Context: an optimization exercise on an open-source flow, tuned for small area and a short achievable clock period. The choices shown serve that exercise and are no tape-out recipe. At most, simulation tests tie the RTL to the original design; equivalence was not proved. The series may have gaps, and a smaller design here may also do less where the tests do not look. The RTL of run 2 was laid out without a check of its function.

[flow/design.v]
`timescale 1ns/1ps
module systolic_2x2 #(parameter DATA_TYPE = 3'b011) (
    input clk,
    input rst,
    input load_in,
    input [31:0] row_in_row0, row_in_row1,  
    input [31:0] col_in_col0, col_in_col1,  
    output [63:0] result_row00, result_row01, result_row10, result_row11, 
    output carry_00, carry_01, carry_10, carry_11,
    output reg done,
    output reg valid_op
);
    wire [31:0] pe00_row_out, pe00_col_out;
    wire [31:0] pe01_row_out, pe01_col_out;
    wire [31:0] pe10_row_out, pe10_col_out;
    wire [31:0] pe11_row_out, pe11_col_out;
    wire [64:0] pe00_result, pe01_result, pe10_result, pe11_result;
    pe #(DATA_TYPE) pe00 (
        .clk(clk),
        .rst(rst),
        .load_in(load_in),
        .row_in(row_in_row0),
        .col_in(col_in_col0),
        .row_out(pe00_row_out),
        .col_out(pe00_col_out),
        .pe_result(pe00_result),
        .done_pe(pe00_done)
    );
    pe #(DATA_TYPE) pe01 (
        .clk(clk),
        .rst(rst),
        .load_in(load_in),
        .row_in(pe00_row_out),  
        .col_in(col_in_col1),
        .row_out(pe01_row_out),
        .col_out(pe01_col_out),
        .pe_result(pe01_result),
        .done_pe(pe01_done)
    );
    pe #(DATA_TYPE) pe10 (
        .clk(clk),
        .rst(rst),
        .load_in(load_in),
        .row_in(row_in_row1),
        .col_in(pe00_col_out),  
        .row_out(pe10_row_out),
        .col_out(pe10_col_out),
        .pe_result(pe10_result),
        .done_pe(pe10_done)
    );
    pe #(DATA_TYPE) pe11 (
        .clk(clk),
        .rst(rst),
        .load_in(load_in),
        .row_in(pe10_row_out),  
        .col_in(pe01_col_out),  
        .row_out(pe11_row_out),
        .col_out(pe11_col_out),
        .pe_result(pe11_result),
        .done_pe(pe11_done)
    );
    assign {carry_00, result_row00} = pe00_result;
    assign {carry_01, result_row01} = pe01_result;
    assign {carry_10, result_row10} = pe10_result;
    assign {carry_11, result_row11} = pe11_result;
    reg done00, done01, done10, done11;
    assign all_done = done00 & done01 & done10 & done11;
    always @(posedge clk) begin 
        if(rst) begin
            done <= 0;
        end else begin
            if (all_done & !done) begin
                done <= 1'b1;
            end else begin
                done <= 1'b0;
            end
        end
    end
    always @(posedge clk) begin 
        if(rst) begin
            done00 <= 0;
        end else begin
            if (pe00_done) begin
                done00 <= 1'b1;
            end else if (done) begin
                done00 <= 1'b0;
            end else begin
                done00 <= done00;
            end
        end
    end
       always @(posedge clk) begin 
        if(rst) begin
            done01 <= 0;
        end else begin
            if (pe10_done) begin
                done01 <= 1'b1;
            end else if (done) begin
                done01 <= 1'b0;
            end else begin
                done01 <= done01;
            end
        end
    end
       always @(posedge clk) begin 
        if(rst) begin
            done10 <= 0;
        end else begin
            if (pe10_done) begin
                done10 <= 1'b1;
            end else if (done) begin
                done10 <= 1'b0;
            end else begin
                done10 <= done10;
            end
        end
    end
       always @(posedge clk) begin 
        if(rst) begin
            done11 <= 0;
        end else begin
            if (pe11_done) begin
                done11 <= 1'b1;
            end else if (done) begin
                done11 <= 1'b0;
            end else begin
                done11 <= done11;
            end
        end
    end
      reg [2:0] count;
    always @(posedge clk) begin 
        if(rst) begin
            count <= 0;
            valid_op  <= 0;
        end else begin
            if (pe11_done) begin
                count <= count + 1;
                valid_op  <= 0;
            end else if (count == 3'b100) begin
                valid_op  <= 1'b1;
                count <= 3'b000;
            end else begin
                valid_op  <= 0;
                count <= count;
            end
        end
    end
endmodule
module pe #(parameter DATA_TYPE = 3'b011 )
( 
    input             clk,
    input             rst,
    input             load_in,
    input [31:0]      row_in,  
    input [31:0]      col_in, 
    output reg [31:0] col_out, 
    output reg [31:0] row_out, 
    output reg [64:0] pe_result,
    output reg        done_pe
);
    wire [31:0] a;
    wire [31:0] b;
    wire [63:0] result;
    wire do_mul;
    reg do_mul_reg;
    vedic32x32 inst_vedic32x32 (.clk(clk), .reset(rst), .a(a), .b(b), .start(do_mul), .result(result), .done(done));
    assign do_mul = do_mul_reg;
    reg [31:0] a_in_reg;
    reg [31:0] b_in_reg;
    assign a = a_in_reg;
    assign b = b_in_reg;
    always @(posedge clk) begin 
        if(rst) begin
            a_in_reg <= 0;
            b_in_reg <= 0;
            pe_result <= 0;
            col_out <= 0;
            row_out <= 0;
            do_mul_reg <= 1'b0;
            done_pe  <= 1'b0;
        end else begin
            if (load_in) begin
                a_in_reg   <= row_in;
                b_in_reg   <= col_in;
                do_mul_reg <= 1'b1;
                done_pe    <= 1'b0;
            end else begin
                if(done) begin
                    pe_result <= pe_result + result;
                    done_pe   <= 1'b1;
                    do_mul_reg <= 1'b0;
                    row_out  <= a_in_reg;
                    col_out  <= b_in_reg;
                end else begin
                    pe_result  <= pe_result;
                    done_pe    <= 1'b0;
                    do_mul_reg <= 1'b0;
                end
            end
        end
    end
endmodule
`timescale 1ns / 1ps
module vedic32x32(
    input wire        clk,
    input wire        reset,
    input wire [31:0] a, b,
    input wire        start,
    output reg [63:0] result,
    output reg        done
);
    wire [64:0] result_w;
    wire       result_pad;
    wire [31:0] t1, t2, t3, t6;
    wire [31:0] t1_buff_1, t1_buff_2;
    wire [31:0] t6_buff_1, t6_buff_2;
    wire [34:0] t4, t5;
    wire do_s2, do_s3, do_s4;
    vedic16x16 M4(clk, reset, a[31:16], b[31:16], start, t6, done_s1_1);
    vedic16x16 M3(clk, reset, a[15:0],  b[31:16], start, t3, done_s1_2);
    vedic16x16 M2(clk, reset, a[31:16], b[15:0],  start, t2, done_s1_3);
    vedic16x16 M1(clk, reset, a[15:0],  b[15:0],  start, t1, done_s1_4);
    assign do_s2 = done_s1_1 & done_s1_2 & done_s1_3 & done_s1_4;
    PIPO #(32) B2(clk, reset, t6,                     do_s2, t6_buff_1, done_s2_1);
    adder  #(34) A1(clk, reset, {2'b0, t2}, {2'b0, t3}, do_s2, t4,        done_s2_2);    
    PIPO #(32) B1(clk, reset, t1,                     do_s2, t1_buff_1, done_s2_3);
    assign do_s3 = done_s2_1 & done_s2_2 & done_s2_3;
    PIPO #(32) B3(clk, reset, t6_buff_1,                           do_s3, t6_buff_2, done_s3_1);
    adder  #(34) A2(clk, reset, t4[33:0], {18'b0, t1_buff_1[31:16]}, do_s3, t5,        done_s3_2);
    PIPO #(32) B4(clk, reset, t1_buff_1,                           do_s3, t1_buff_2, done_s3_3);
    assign do_s4 = done_s3_1 & done_s3_2 & done_s3_3;
    adder  #(32) A3(clk, reset, t6_buff_2, {{14'b0}, t5[33:16]}, do_s4,{result_pad, result_w[63:32]}, done_s4_1);
    PIPO #(16) B5(clk, reset, t5[15:0],                        do_s4, result_w [31:16],             done_s4_2);
    PIPO #(16) B6(clk, reset, t1_buff_2[15:0],                 do_s4, result_w [15:0],              done_s4_3);
    always @(posedge clk) begin
        if (reset) begin
            done <= 1'b0;
        end else begin
            result <= result_w;
            done <= done_s4_1 & done_s4_2 & done_s4_3;
        end
    end
endmodule
`timescale 1ns/1ps
module vedic16x16(
    input wire        clk,
    input wire        reset,
    input wire [15:0] a, b,
    input wire        start,
    output reg [31:0] result,
    output reg        done
);
    wire [31:0] result_w;
    wire        result_pad;
    wire [15:0] t1, t2, t3, t6;
    wire [15:0] t1_buff_1, t1_buff_2;
    wire [15:0] t6_buff_1, t6_buff_2;
    wire [18:0] t4, t5;
    wire do_s2, do_s3, do_s4;
    vedic8x8 M4(clk, reset, a[15:8], b[15:8], start, t6, done_s1_1);
    vedic8x8 M3(clk, reset, a[7:0],  b[15:8], start, t3, done_s1_2);
    vedic8x8 M2(clk, reset, a[15:8], b[7:0],  start, t2, done_s1_3);
    vedic8x8 M1(clk, reset, a[7:0],  b[7:0],  start, t1, done_s1_4);
    assign do_s2 = done_s1_1 & done_s1_2 & done_s1_3 & done_s1_4;
    PIPO #(16) B2(clk, reset, t6,                       do_s2, t6_buff_1, done_s2_1);
    adder  #(18) A1(clk, reset, {2'b00, t2}, {2'b00, t3}, do_s2, t4,        done_s2_2);
    PIPO #(16) B1(clk, reset, t1,                       do_s2, t1_buff_1, done_s2_3);
    assign do_s3 = done_s2_1 & done_s2_2 & done_s2_3;
    PIPO #(16) B3(clk, reset, t6_buff_1,                          do_s3, t6_buff_2, done_s3_1);
    adder  #(18) A2(clk, reset, t4[17:0], {10'b0, t1_buff_1[15:8]}, do_s3, t5,        done_s3_2);
    PIPO #(16) B4(clk, reset, t1_buff_1,                          do_s3, t1_buff_2, done_s3_3);
    assign do_s4 = done_s3_1 & done_s3_2 & done_s3_3;
    adder  #(16) A3(clk, reset, t6_buff_2, {6'b000000,t5[17:8]}, do_s4, {result_pad, result_w[31:16]}, done_s4_1);
    PIPO #(8)  B5(clk, reset, t5[7:0],                         do_s4, result_w [15:8],               done_s4_2);
    PIPO #(8)  B6(clk, reset, t1_buff_2[7:0],                  do_s4, result_w [7:0],                done_s4_3);    
    always @(posedge clk) begin
        if (reset) begin
            done <= 1'b0;
        end else begin
            result <= result_w;
            done <= done_s4_1 & done_s4_2 & done_s4_3;
        end
    end
endmodule
`timescale 1ns / 1ps
module vedic8x8(
    input wire        clk,
    input wire        reset,
    input wire [7 :0] a, b,
    input wire        start,
    output reg [15:0] result,   
    output reg        done
);
    wire [15:0] result_w;
    wire        result_pad;
    wire [7:0] t1, t2, t3, t6;
    wire [7:0] t1_buff_1, t1_buff_2;
    wire [7:0] t6_buff_1, t6_buff_2;
    wire [10:0] t4, t5;
    wire do_s2, do_s3, do_s4;
    vedic4x4 M4(clk, reset, a[7:4], b[7:4], start, t6, done_s1_1);    
    vedic4x4 M3(clk, reset, a[3:0], b[7:4], start, t3, done_s1_2);
    vedic4x4 M2(clk, reset, a[7:4], b[3:0], start, t2, done_s1_3);
    vedic4x4 M1(clk, reset, a[3:0], b[3:0], start, t1, done_s1_4);
    assign do_s2 = done_s1_1 & done_s1_2 & done_s1_3 & done_s1_4;
    PIPO #(8)  B2(clk, reset, t6,                       do_s2, t6_buff_1, done_s2_1);
    adder  #(10) A1(clk, reset, {2'b00, t2}, {2'b00, t3}, do_s2, t4,        done_s2_2);
    PIPO #(8)  B1(clk, reset, t1,                       do_s2, t1_buff_1, done_s2_3);
    assign do_s3 = done_s2_1 & done_s2_2 & done_s2_3;
    PIPO #(8)  B3(clk, reset, t6_buff_1,                            do_s3, t6_buff_2, done_s3_1);
    adder  #(10) A2(clk, reset, t4[9:0], {6'b000000, t1_buff_1[7:4]}, do_s3, t5,        done_s3_2);
    PIPO #(8)  B4(clk, reset, t1_buff_1,                            do_s3, t1_buff_2, done_s3_3);
    assign do_s4 = done_s3_1 & done_s3_2 & done_s3_3;
    adder  #(8) A3(clk, reset, t6_buff_2, {2'b00, t5[9:4]}, do_s4, {result_pad, result_w[15:8]}, done_s4_1);
    PIPO #(4) B6(clk, reset, t1_buff_2[3:0],              do_s4, result_w [3:0],               done_s4_2);
    PIPO #(4) B5(clk, reset, t5[3:0],                     do_s4, result_w [7:4],               done_s4_3);
    always @(posedge clk) begin 
        if (reset) begin
            done <= 1'b0;
        end else begin
            result <= result_w;
            done <= done_s4_1 & done_s4_2 & done_s4_3;
        end
    end
endmodule
`timescale 1ns / 1ps
module vedic4x4(
    input wire       clk,
    input wire       reset,
    input wire [3:0] a, b,
    input wire       start,
    output reg [7:0] result,
    output reg       done
);
    wire [7:0] result_w;
    wire       result_pad;
    wire [3:0] t1, t2, t3, t6;
    wire [3:0] t1_buff_1, t1_buff_2;
    wire [3:0] t6_buff_1, t6_buff_2;
    wire [6:0] t4, t5;  	
    wire do_s2, do_s3, do_s4;
    vedic2x2 M4(clk, reset, a[3:2], b[3:2], start, t6, done_s1_1);
    vedic2x2 M3(clk, reset, a[1:0], b[3:2], start, t3, done_s1_2);
    vedic2x2 M2(clk, reset, a[3:2], b[1:0], start, t2, done_s1_3);
    vedic2x2 M1(clk, reset, a[1:0], b[1:0], start, t1, done_s1_4);
    assign do_s2 = done_s1_1 & done_s1_2 & done_s1_3 & done_s1_4;
    PIPO #(4) B2(clk, reset, t6,                       do_s2, t6_buff_1, done_s2_1);
    adder  #(6) A1(clk, reset, {2'b00, t3}, {2'b00, t2}, do_s2, t4       , done_s2_2);
    PIPO #(4) B1(clk, reset, t1,                       do_s2, t1_buff_1, done_s2_3);
    assign do_s3 = done_s2_1 & done_s2_2 & done_s2_3;
    PIPO #(4) B3(clk, reset, t6_buff_1,                          do_s3, t6_buff_2, done_s3_1);
    adder  #(6) A2(clk, reset, t4[5:0], {4'b0000, t1_buff_1[3:2]}, do_s3, t5       , done_s3_2);
    PIPO #(4) B4(clk, reset, t1_buff_1,                          do_s3, t1_buff_2, done_s3_3);
    assign do_s4 = done_s3_1 & done_s3_2 & done_s3_3;
    adder  #(4) A3(clk, reset, t6_buff_2, t5[5:2], do_s4, {result_pad, result_w [7:4]}, done_s4_1);
    PIPO #(2) B5(clk, reset, t5[1:0],            do_s4, result_w [3:2]              , done_s4_2);
    PIPO #(2) B6(clk, reset, t1_buff_2[1:0],     do_s4, result_w [1:0]              , done_s4_3);
    always @(posedge clk) begin 
        if (reset) begin
            done <= 1'b0;
        end else begin
            result <= result_w;
            done <= done_s4_1 & done_s4_2 & done_s4_3;
        end
    end
endmodule
module vedic2x2(
    input wire       clk,
    input wire       reset,
    input wire [1:0] a, b,
    input wire       start,
    output reg [3:0] result,
    output reg       done
);
    wire w0, w1, w2, w3, w4, w5;  
    wire w2_buf_1; 
    wire w5_buf_1; 
    wire do_s2;
    wire [3:0] result_w;
    assign w0 = a[0] & b[1];
    assign w1 = a[1] & b[0];
    assign w2 = a[1] & b[1];
    assign w5 = a[0] & b[0];
    PIPO #(1)B2(clk, reset, w5,     start, w5_buf_1, done_s1_1);
    adder  #(1)H0(clk, reset, w0, w1, start, {w3, w4}, done_s1_2);
    PIPO #(1)B1(clk, reset, w2,     start, w2_buf_1, done_s1_3);
    assign do_s2 = done_s1_1 & done_s1_2 & done_s1_3;
    PIPO #(1)B3(clk, reset, w5_buf_1,     do_s2, result_w[0],   done_s2_1);
    PIPO #(1)B0(clk, reset, w4,           do_s2, result_w[1],   done_s2_2);
    adder  #(1)H1(clk, reset, w2_buf_1, w3, do_s2, result_w[3:2], done_s2_3);
    always @(posedge clk) begin
        if (reset) begin
            done <= 1'b0;
        end else begin
          result <= result_w;
          done <= done_s2_1 & done_s2_2 & done_s2_3;
        end
    end
endmodule
module PIPO #(
    parameter N = 1
) (
    input wire clk,
    input wire reset,
    input wire [N-1:0] d_in,
    input wire start,
    output reg [N-1:0] d_out,
    output reg done
);
    always @(posedge clk) begin
        if (reset) begin
            done <= 1'b0;
        end else if (start) begin
            d_out <= d_in;
            done <= 1'b1;
        end else begin
            done <= 1'b0;
        end
    end
endmodule
module adder #(
    parameter N = 1
) (
    input wire clk,
    input wire reset,
    input wire [N-1:0] a_in, b_in,
    input wire start,
    output reg [N :0] result_out,
    output reg done
);
    always @(posedge clk) begin
        if (reset) begin
            done <= 1'b0;
        end else if (start) begin
            result_out <= a_in + b_in;
            done <= 1'b1;
        end else begin
            done <= 1'b0;
        end
    end
endmodule
[flow/run.sh]
#!/bin/bash
# synth_recipe.tcl (not shown) runs the flow's synth.tcl, then flattens the netlist and writes it again
# the make line also repeats each setting of config.mk as NAME=value (left out here)
make -C /OpenROAD-flow-scripts/flow DESIGN_CONFIG=/design/flow/config.mk WORK_HOME=/design/flow/orfs CLKGATE_MAP_FILE= SYNTH_SCRIPT=/design/flow/synth_recipe.tcl finish
[flow/config.mk]
export PLATFORM = sky130hd
export DESIGN_NAME = systolic_2x2
export DESIGN_NICKNAME = systolic_2x2
export VERILOG_FILES = /design/flow/design.v
export SDC_FILE = /design/flow/constraint.sdc
export NUM_CORES = 8
export LEC_CHECK = 0
export CAP_MARGIN = 20
export CELL_PAD_IN_SITES_DETAIL_PLACEMENT = 1
export CORE_MARGIN = 2
export CORE_UTILIZATION = 35
export PLACE_DENSITY = 0.5
export SLEW_MARGIN = 20
[flow/constraint.sdc]
create_clock -name core_clock -period 5.0 [get_ports {clk}]
set_input_delay 1.0000 -clock core_clock [delete_from_list [all_inputs] [get_ports {clk}]]
set_output_delay 1.0000 -clock core_clock [all_outputs]
set_load 0.01 [all_outputs]
Figure 1. Metal layers overlaid (run 1).
Bar = 500 um. Two of the layers only.
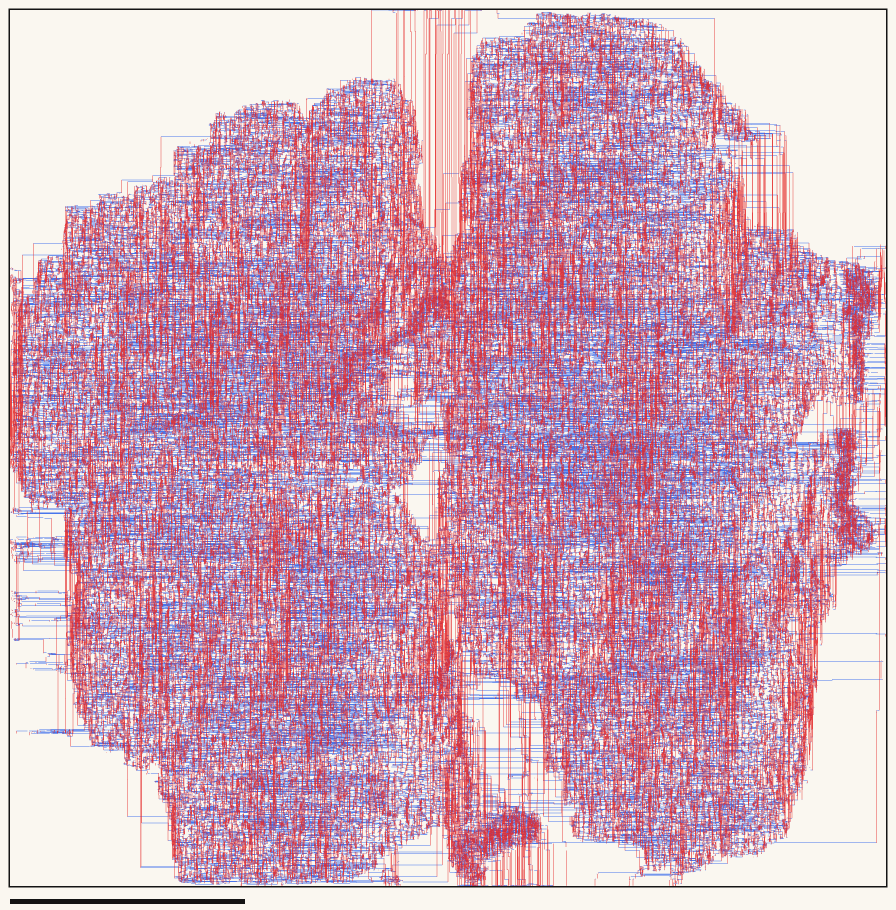
colour	layer	wire length
red	met2	1240 mm
blue	met1	1250 mm
total track usage: 15.0%
Avg WL per Cell: 22.7 um
final wirelength: 2690000 um

Figure 2. Met3 routing (run 1).
Bar = 500 um.
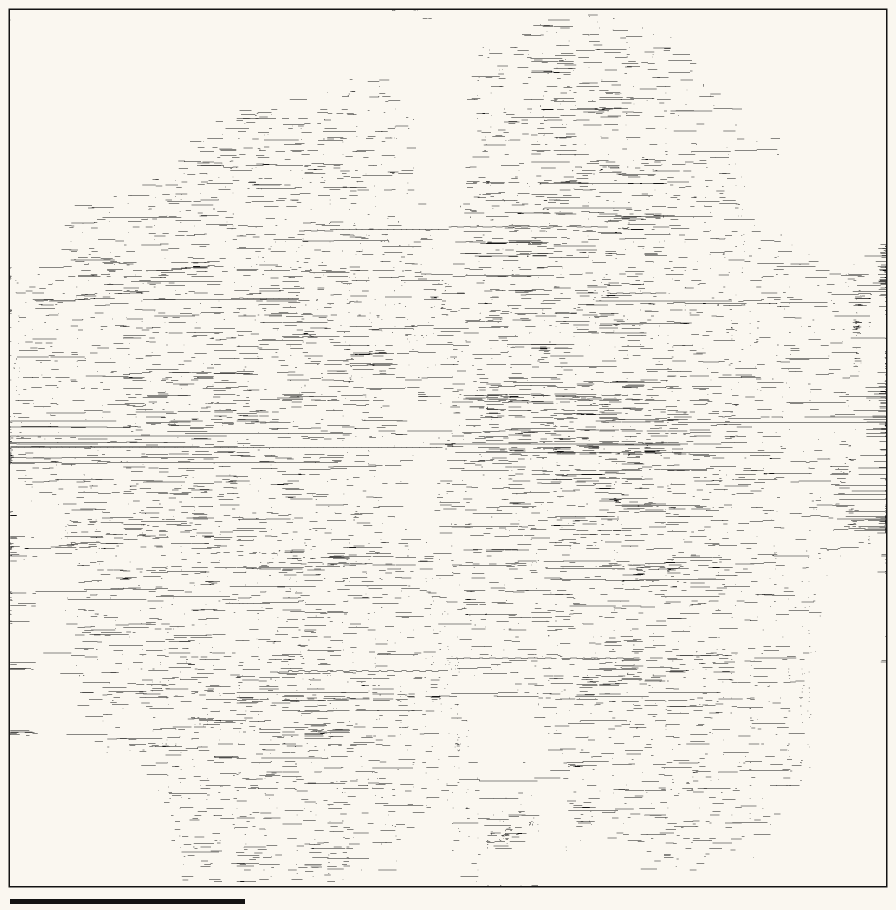
main direction	horizontal
share of all routed wire	4.7%
nets with wire on the layer	2272

==> flow_summary_export.csv, run 1 <==
group,metric,value,unit
die,design.die.area,3.49,mm^2
route,vias,542000,
cells_and_area,n_clock_buffer,4207,
clock_network,path_clk_slew,0.06,ns
global_route,grt_use_met1,21.5,%
clock_network,cts_buffers,3369,
clock_network,post-cts-setup-buffers,0,
place,gp_congestion,0.783,
cells_and_area,final_cell_mix,"31500 x edfxtp_1, 6570 x ha_1, 4834 x inv_1, 4124 x and2_1, 3418 x clkbuf_16",
place,place_ws,0.755,ns
cells_and_area,multi_input_area,0.232,mm^2
timing,layout_min_cycle_time,4.55,ns
critical_path,cp.arrival,3.55,ns
critical_path,path_class,"reg2out",
timing,fmax,0.220,GHz
logic_synthesis,synth.net_count,73500,
logic_synthesis,synth-simple-area-share,4.28,%
route,drt-initial-drc-count,41600,
route,drt_pass1_iterations,6,
logic_synthesis,yosysTopAreaCellShare,78.0,%
critical_path,cp_max_fo,3,
clock_network,cts_root_buffer,"clkbuf_16",
place,placed_cells,112000,
place,hpwlAfterDp,1820000,um
logic_synthesis,ys_types,100,
cells_and_area,fin_nets,77400,
logic_synthesis,synthMuxAreaShare,0.224,%
timing,slew_headroom,16.2,%
cells_and_area,largestClassByArea,"flip-flops and latches",
cells_and_area,bufAreaShareNonClock,1.29,%
logic_synthesis,yosys-top-cells-count,"31500 x edfxtp_1, 6570 x ha_1, 4836 x inv_1, 4124 x and2_1, 3242 x xnor2_1",
global_route,grt_max_degree,168,
route,drc,0,
die,io_pins,393,
cells_and_area,register_area,0.961,mm^2
clock_network,post_cts_resized,1,
global_route,antenna_found_initial,583,
critical_path,r2r_slack,0.67,ns
timing,worst_pin_slew,1.26,ns
clock_network,clock_latency,1.71,ns
timing,setup_viol,0,
logic_synthesis,synthXorXnorAreaFrac,3.19,%
critical_path,critical-path-top-delay-family,"buffers and inverters",
route,highest_layer,"met5",
cells_and_area,seq_share,68.9,%
critical_path,timing.rr.end,"pe01.pe_result[63]",
logic_synthesis,synth_top_family_by_area,"adder cells",
cells_and_area,n_antenna_cell,242,
timing,slew_viol_final,0,
critical_path,endpoint_kind,"output port",
critical_path,cp.depth,1,
clock_network,cts_max_level,8,
clock_network,clockBufferDepth,7,
critical_path,critPathCapture,"carry_01",
die,fp.dieW,1870,um
critical_path,reg2regPathDepth,13,
die,num_rows,684,
timing,period_share,91.1,%
logic_synthesis,async_flop_share,0,%
flow_run,cap_violations,0,
global_route,grtUsageMet3,2.01,%
clock_network,cts_hold_buf,110,
cells_and_area,nNonClkInverters,4836,
run_status,status,"timing/DRC/antenna clean",
logic_synthesis,ys_ff_latch,32200,
critical_path,crit_required,4.00,ns
timing,setup_ws,0.446,ns
critical_path,crit_slowest_cell,"dlygate4sd2_1",
cells_and_area,final_common_cell,"edfxtp_1",
cells_and_area,nFillCells,334000,
cells_and_area,stdcell_area,1.39,mm^2
global_route,use_met2,24.5,%
logic_synthesis,synth_most_common_cell,"edfxtp_1",
cells_and_area,num-multi-input-gates,27600,
logic_synthesis,synth_top_flop_cell,"edfxtp_1",
logic_synthesis,synth_area_leader_cell,"edfxtp_1",
timing,hold_viol,0,
route,wl_met1,1250000,um
route,wl_met2,1240000,um
clock_network,cts_tree,"built",
cells_and_area,layout-drive-gt1-share,8.49,%
logic_synthesis,synthAdderAreaFrac,8.45,%
timing,whs,0.297,ns
route,vias_per_cell,4.57,
timing,skew,0.172,ns
cells_and_area,clock_tree_area_fraction,7.63,%
logic_synthesis,synth_area,1.22,mm^2
place,portBuffers,392,
worst_hold_path,min-delay-path-class,"reg2reg",
logic_synthesis,synth_compound_area_share,2.95,%
cells_and_area,num-nonclk-buffers,1642,
Figure 3. Cell area per tile (run 1).
23 x 23 tiles, from black (low) to pale yellow (high), 0 to 100% covered.
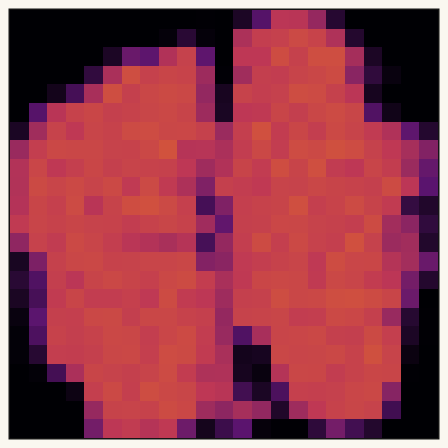
fullest tile	58%
mean over tiles	38%
emptiest ninth of the die	top left
nearly empty tiles	16%
core area: 3.47 mm^2
fin util: 40.2%
Starting Density: 35.1%

Figure 4. Power grid (run 1).
Bar = 500 um. Pins as bars on the die edge. Tap cells in grey.
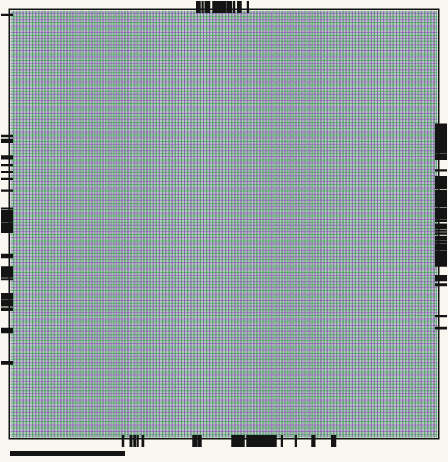

==> run 2: too many edits to list; what changed since run 1 <==
flow/design.v: 442 -> 2799 lines; modules unchanged: 0
  systolic_2x2: edited, 148 -> 62 lines
  pe: edited, 54 -> 38 lines
  mul32_pipe: new, 2697 lines
  removed: vedic32x32, vedic16x16, vedic8x8, vedic4x4, vedic2x2, PIPO, adder
==> module pe as of run 2 <==
module pe #(parameter HOLD_A = 1, parameter HOLD_B = 1) (
    input             clk,
    input             rst,
    input             load_in,
    input      [31:0] row_in,
    input      [31:0] col_in,
    output reg [31:0] col_out,
    output reg [31:0] row_out,
    output reg [64:0] pe_result,
    output reg        done_pe
);
    reg  [31:0] a_in_reg, b_in_reg;
    reg  [19:0] vld;             
    wire [63:0] product;
    mul32_pipe mul (.clk(clk), .a(a_in_reg), .b(b_in_reg), .p(product));
    wire acc_en = vld[19] & ~load_in;
    always @(posedge clk) begin
        if (!HOLD_A || load_in) a_in_reg <= row_in;
        if (!HOLD_B || load_in) b_in_reg <= col_in;
    end
    always @(posedge clk) begin
        if (rst) begin
            vld       <= 20'b0;
            pe_result <= 65'b0;
            row_out   <= 32'b0;
            col_out   <= 32'b0;
            done_pe   <= 1'b0;
        end else begin
            vld     <= {vld[18:0], load_in};
            done_pe <= acc_en;
            if (acc_en) begin
                pe_result <= pe_result + {1'b0, product};
                row_out   <= a_in_reg;
                col_out   <= b_in_reg;
            end
        end
    end
endmodule
==> module systolic_2x2 as of run 2 <==
module systolic_2x2 #(parameter DATA_TYPE = 3'b011) (
    input clk,
    input rst,
    input load_in,
    input [31:0] row_in_row0, row_in_row1,
    input [31:0] col_in_col0, col_in_col1,
    output [63:0] result_row00, result_row01, result_row10, result_row11,
    output carry_00, carry_01, carry_10, carry_11,
    output reg done,
    output reg valid_op
);
    wire [31:0] pe00_row_out, pe00_col_out;
    wire [31:0] pe01_row_out, pe01_col_out;
    wire [31:0] pe10_row_out, pe10_col_out;
    wire [31:0] pe11_row_out, pe11_col_out;
    wire [64:0] pe00_result, pe01_result, pe10_result, pe11_result;
    wire pe00_done, pe01_done, pe10_done, pe11_done;
    pe #(.HOLD_A(1), .HOLD_B(1)) pe00 (.clk(clk), .rst(rst), .load_in(load_in),
        .row_in(row_in_row0), .col_in(col_in_col0),
        .row_out(pe00_row_out), .col_out(pe00_col_out), .pe_result(pe00_result), .done_pe(pe00_done));
    pe #(.HOLD_A(0), .HOLD_B(1)) pe01 (.clk(clk), .rst(rst), .load_in(load_in),
        .row_in(pe00_row_out), .col_in(col_in_col1),
        .row_out(pe01_row_out), .col_out(pe01_col_out), .pe_result(pe01_result), .done_pe(pe01_done));
    pe #(.HOLD_A(1), .HOLD_B(0)) pe10 (.clk(clk), .rst(rst), .load_in(load_in),
        .row_in(row_in_row1), .col_in(pe00_col_out),
        .row_out(pe10_row_out), .col_out(pe10_col_out), .pe_result(pe10_result), .done_pe(pe10_done));
    pe #(.HOLD_A(0), .HOLD_B(0)) pe11 (.clk(clk), .rst(rst), .load_in(load_in),
        .row_in(pe10_row_out), .col_in(pe01_col_out),
        .row_out(pe11_row_out), .col_out(pe11_col_out), .pe_result(pe11_result), .done_pe(pe11_done));
    assign {carry_00, result_row00} = pe00_result;
    assign {carry_01, result_row01} = pe01_result;
    assign {carry_10, result_row10} = pe10_result;
    assign {carry_11, result_row11} = pe11_result;
    reg done00, done01, done10, done11;
    reg [2:0] count;
    always @(posedge clk) begin
        if (rst) begin
            done     <= 1'b0;
            done00   <= 1'b0;
            done01   <= 1'b0;
            done10   <= 1'b0;
            done11   <= 1'b0;
            count    <= 3'b0;
            valid_op <= 1'b0;
        end else begin
            done   <= done00 & done01 & done10 & done11 & ~done;
            done00 <= pe00_done | (done00 & ~done);
            done01 <= pe10_done | (done01 & ~done);
            done10 <= pe10_done | (done10 & ~done);
            done11 <= pe11_done | (done11 & ~done);
            if (pe11_done) begin
                count    <= count + 3'b1;
                valid_op <= 1'b0;
            end else if (count == 3'b100) begin
                valid_op <= 1'b1;
                count    <= 3'b000;
            end else begin
                valid_op <= 1'b0;
            end
        end
    end
endmodule
Figure 5. Power grid (run 2).
Bar = 200 um. Pins as bars on the die edge. Tap cells in grey.
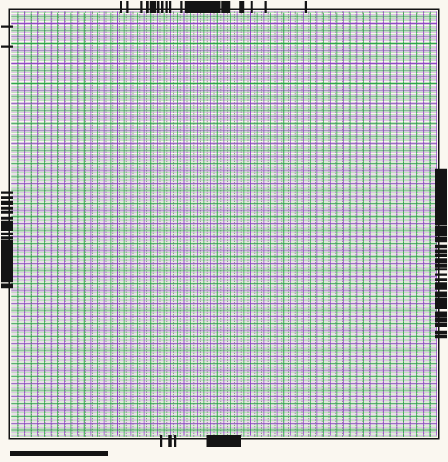
colour	net
green	VSS
purple	VDD
met4 straps	64
tap cells	9951
core area: 0.754 mm^2
die width: 874 um

Figure 6. Placed standard cells (run 2).
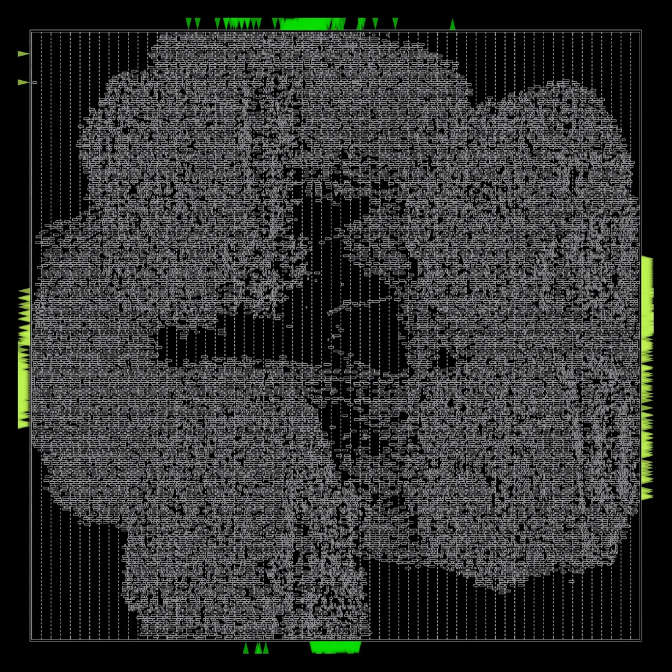
# fillers: 78700
# rows: 319

==> flow_summary_export.csv, run 2 <==
group,metric,value,unit
logic_synthesis,synth_top_family_by_area,"adder cells",
worst_hold_path,min-delay-path-class,"reg2reg",
cells_and_area,stdcell_area,0.305,mm^2
critical_path,timing.rr.end,"pe01.mul.p[62]",
place,portBuffers,392,
timing,layout_min_cycle_time,4.48,ns
clock_network,clockBufferDepth,4,
critical_path,reg2regPathDepth,13,
route,wl_per_cell,24.6,um
logic_synthesis,ys_types,89,
logic_synthesis,synthAdderAreaFrac,17.6,%
place,hpwlAfterDp,520000,um
timing,rsz0062_at_grt,"false",
clock_network,cts_root_buffer,"clkbuf_16",
cells_and_area,n_antenna_cell,17,
cells_and_area,fin_util,40.4,%
global_route,grt_use_met1,26.8,%
timing,whs,0.252,ns
route,drt-initial-drc-count,13100,
timing,setup_viol,0,
cells_and_area,largestClassByArea,"flip-flops and latches",
cells_and_area,final_cell_mix,"6764 x dfxtp_1, 2118 x xnor2_1, 1986 x a22oi_1, 1888 x fa_1, 1779 x inv_1",
timing,skew,0.102,ns
clock_network,post-cts-setup-buffers,0,
cells_and_area,clock_tree_area_fraction,8.67,%
flow_run,cap_violations,0,
timing,period_share,89.6,%
critical_path,critical-path-top-delay-family,"compound AO/OA/AOI/OAI gates",
route,vias_per_cell,5.00,
critical_path,crit_slowest_cell,"nor4_1",
cells_and_area,bufAreaShareNonClock,1.95,%
critical_path,critPathCapture,"pe01.mul.p[62]",
logic_synthesis,synth-simple-area-share,4.05,%
global_route,gr-usage-all-layers,20.3,%
logic_synthesis,synthMuxAreaShare,0.127,%
cells_and_area,num-multi-input-gates,11500,
logic_synthesis,synth.net_count,24600,
critical_path,cp_max_fo,4,
cells_and_area,final_common_cell,"dfxtp_1",
run_status,status,"timing/DRC/antenna clean",
cells_and_area,n_clock_buffer,1048,
place,placed_cells,31100,
timing,setup_ws,0.519,ns
timing,slew_headroom,12.0,%
route,wl_met2,364000,um
place,place_ws,0.609,ns
logic_synthesis,synthXorXnorAreaFrac,8.56,%
timing,worst_pin_slew,1.32,ns
global_route,use_met2,33.0,%
critical_path,crit_required,5.96,ns
critical_path,path_class,"reg2reg",
clock_network,cts_tree,"built",
cells_and_area,seq_share,47.7,%
global_route,grt_max_degree,103,
critical_path,r2r_slack,0.52,ns
route,drc,0,
timing,fmax,0.223,GHz
global_route,antenna_found_initial,52,
logic_synthesis,async_flop_share,0,%
logic_synthesis,synth_compound_area_share,10.3,%
route,wl_met1,339000,um
clock_network,clock_latency,1.17,ns
route,drt_wl_total,798000,um
critical_path,endpoint_kind,"flop",
clock_network,cts_hold_buf,0,
cells_and_area,layout-drive-gt1-share,8.31,%
cells_and_area,num-nonclk-buffers,633,
critical_path,cp.depth,13,
logic_synthesis,synth_area,0.265,mm^2
worst_hold_path,min_to,"pe01.mul.db3[7]",
logic_synthesis,yosysTopAreaCellShare,53.3,%
critical_path,cp.arrival,5.44,ns
route,highest_layer,"met5",
clock_network,cts_max_level,6,
cells_and_area,nNonClkInverters,1814,
die,start_util,35.1,%
place,gp_congestion,0.860,
clock_network,cts_buffers,750,
logic_synthesis,synth_area_leader_cell,"dfxtp_1",
cells_and_area,fin_nets,24600,
logic_synthesis,yosys-top-cells-count,"7050 x dfxtp_1, 2118 x xnor2_1, 1986 x a22oi_1, 1888 x fa_1, 1781 x inv_1",
cells_and_area,register_area,0.145,mm^2
timing,hold_viol,0,
clock_network,post_cts_resized,0,
route,vias,162000,

## what the ideal ports hide
How much do the figures lean on ideal ports? The routed layouts below were timed once more, with nothing changed but the port constraints. Step 1 assumes that a clkbuf_16 drives the clock port and a buf_2 every other input. Step 2, shift: input delay + t, output delay - t, t = (earliest + latest rising clock arrival at the registers) / 2. This alone moves slack from input paths to output paths. Slacks: ideal ports / drivers / drivers and shift; pairs: ideal ports / drivers.
| run | shift t [ns] | slack for setup (ns) | worst hold slack (ns) | worst setup path after step 2 | clock arrival spread, ns |
|---|---|---|---|---|---|
| run 1 | 1.845 | 0.446 / 0.217 / 0.506 | 0.297 / 0.108 / 0.297 | input to register | 0.182 / 0.182 |
| run 2 | 1.242 | 0.519 / 0.519 / 0.519 | 0.252 / 0.235 / 0.252 | register to register | 0.116 / 0.116 |
After both steps setup and hold are still met in every run listed.
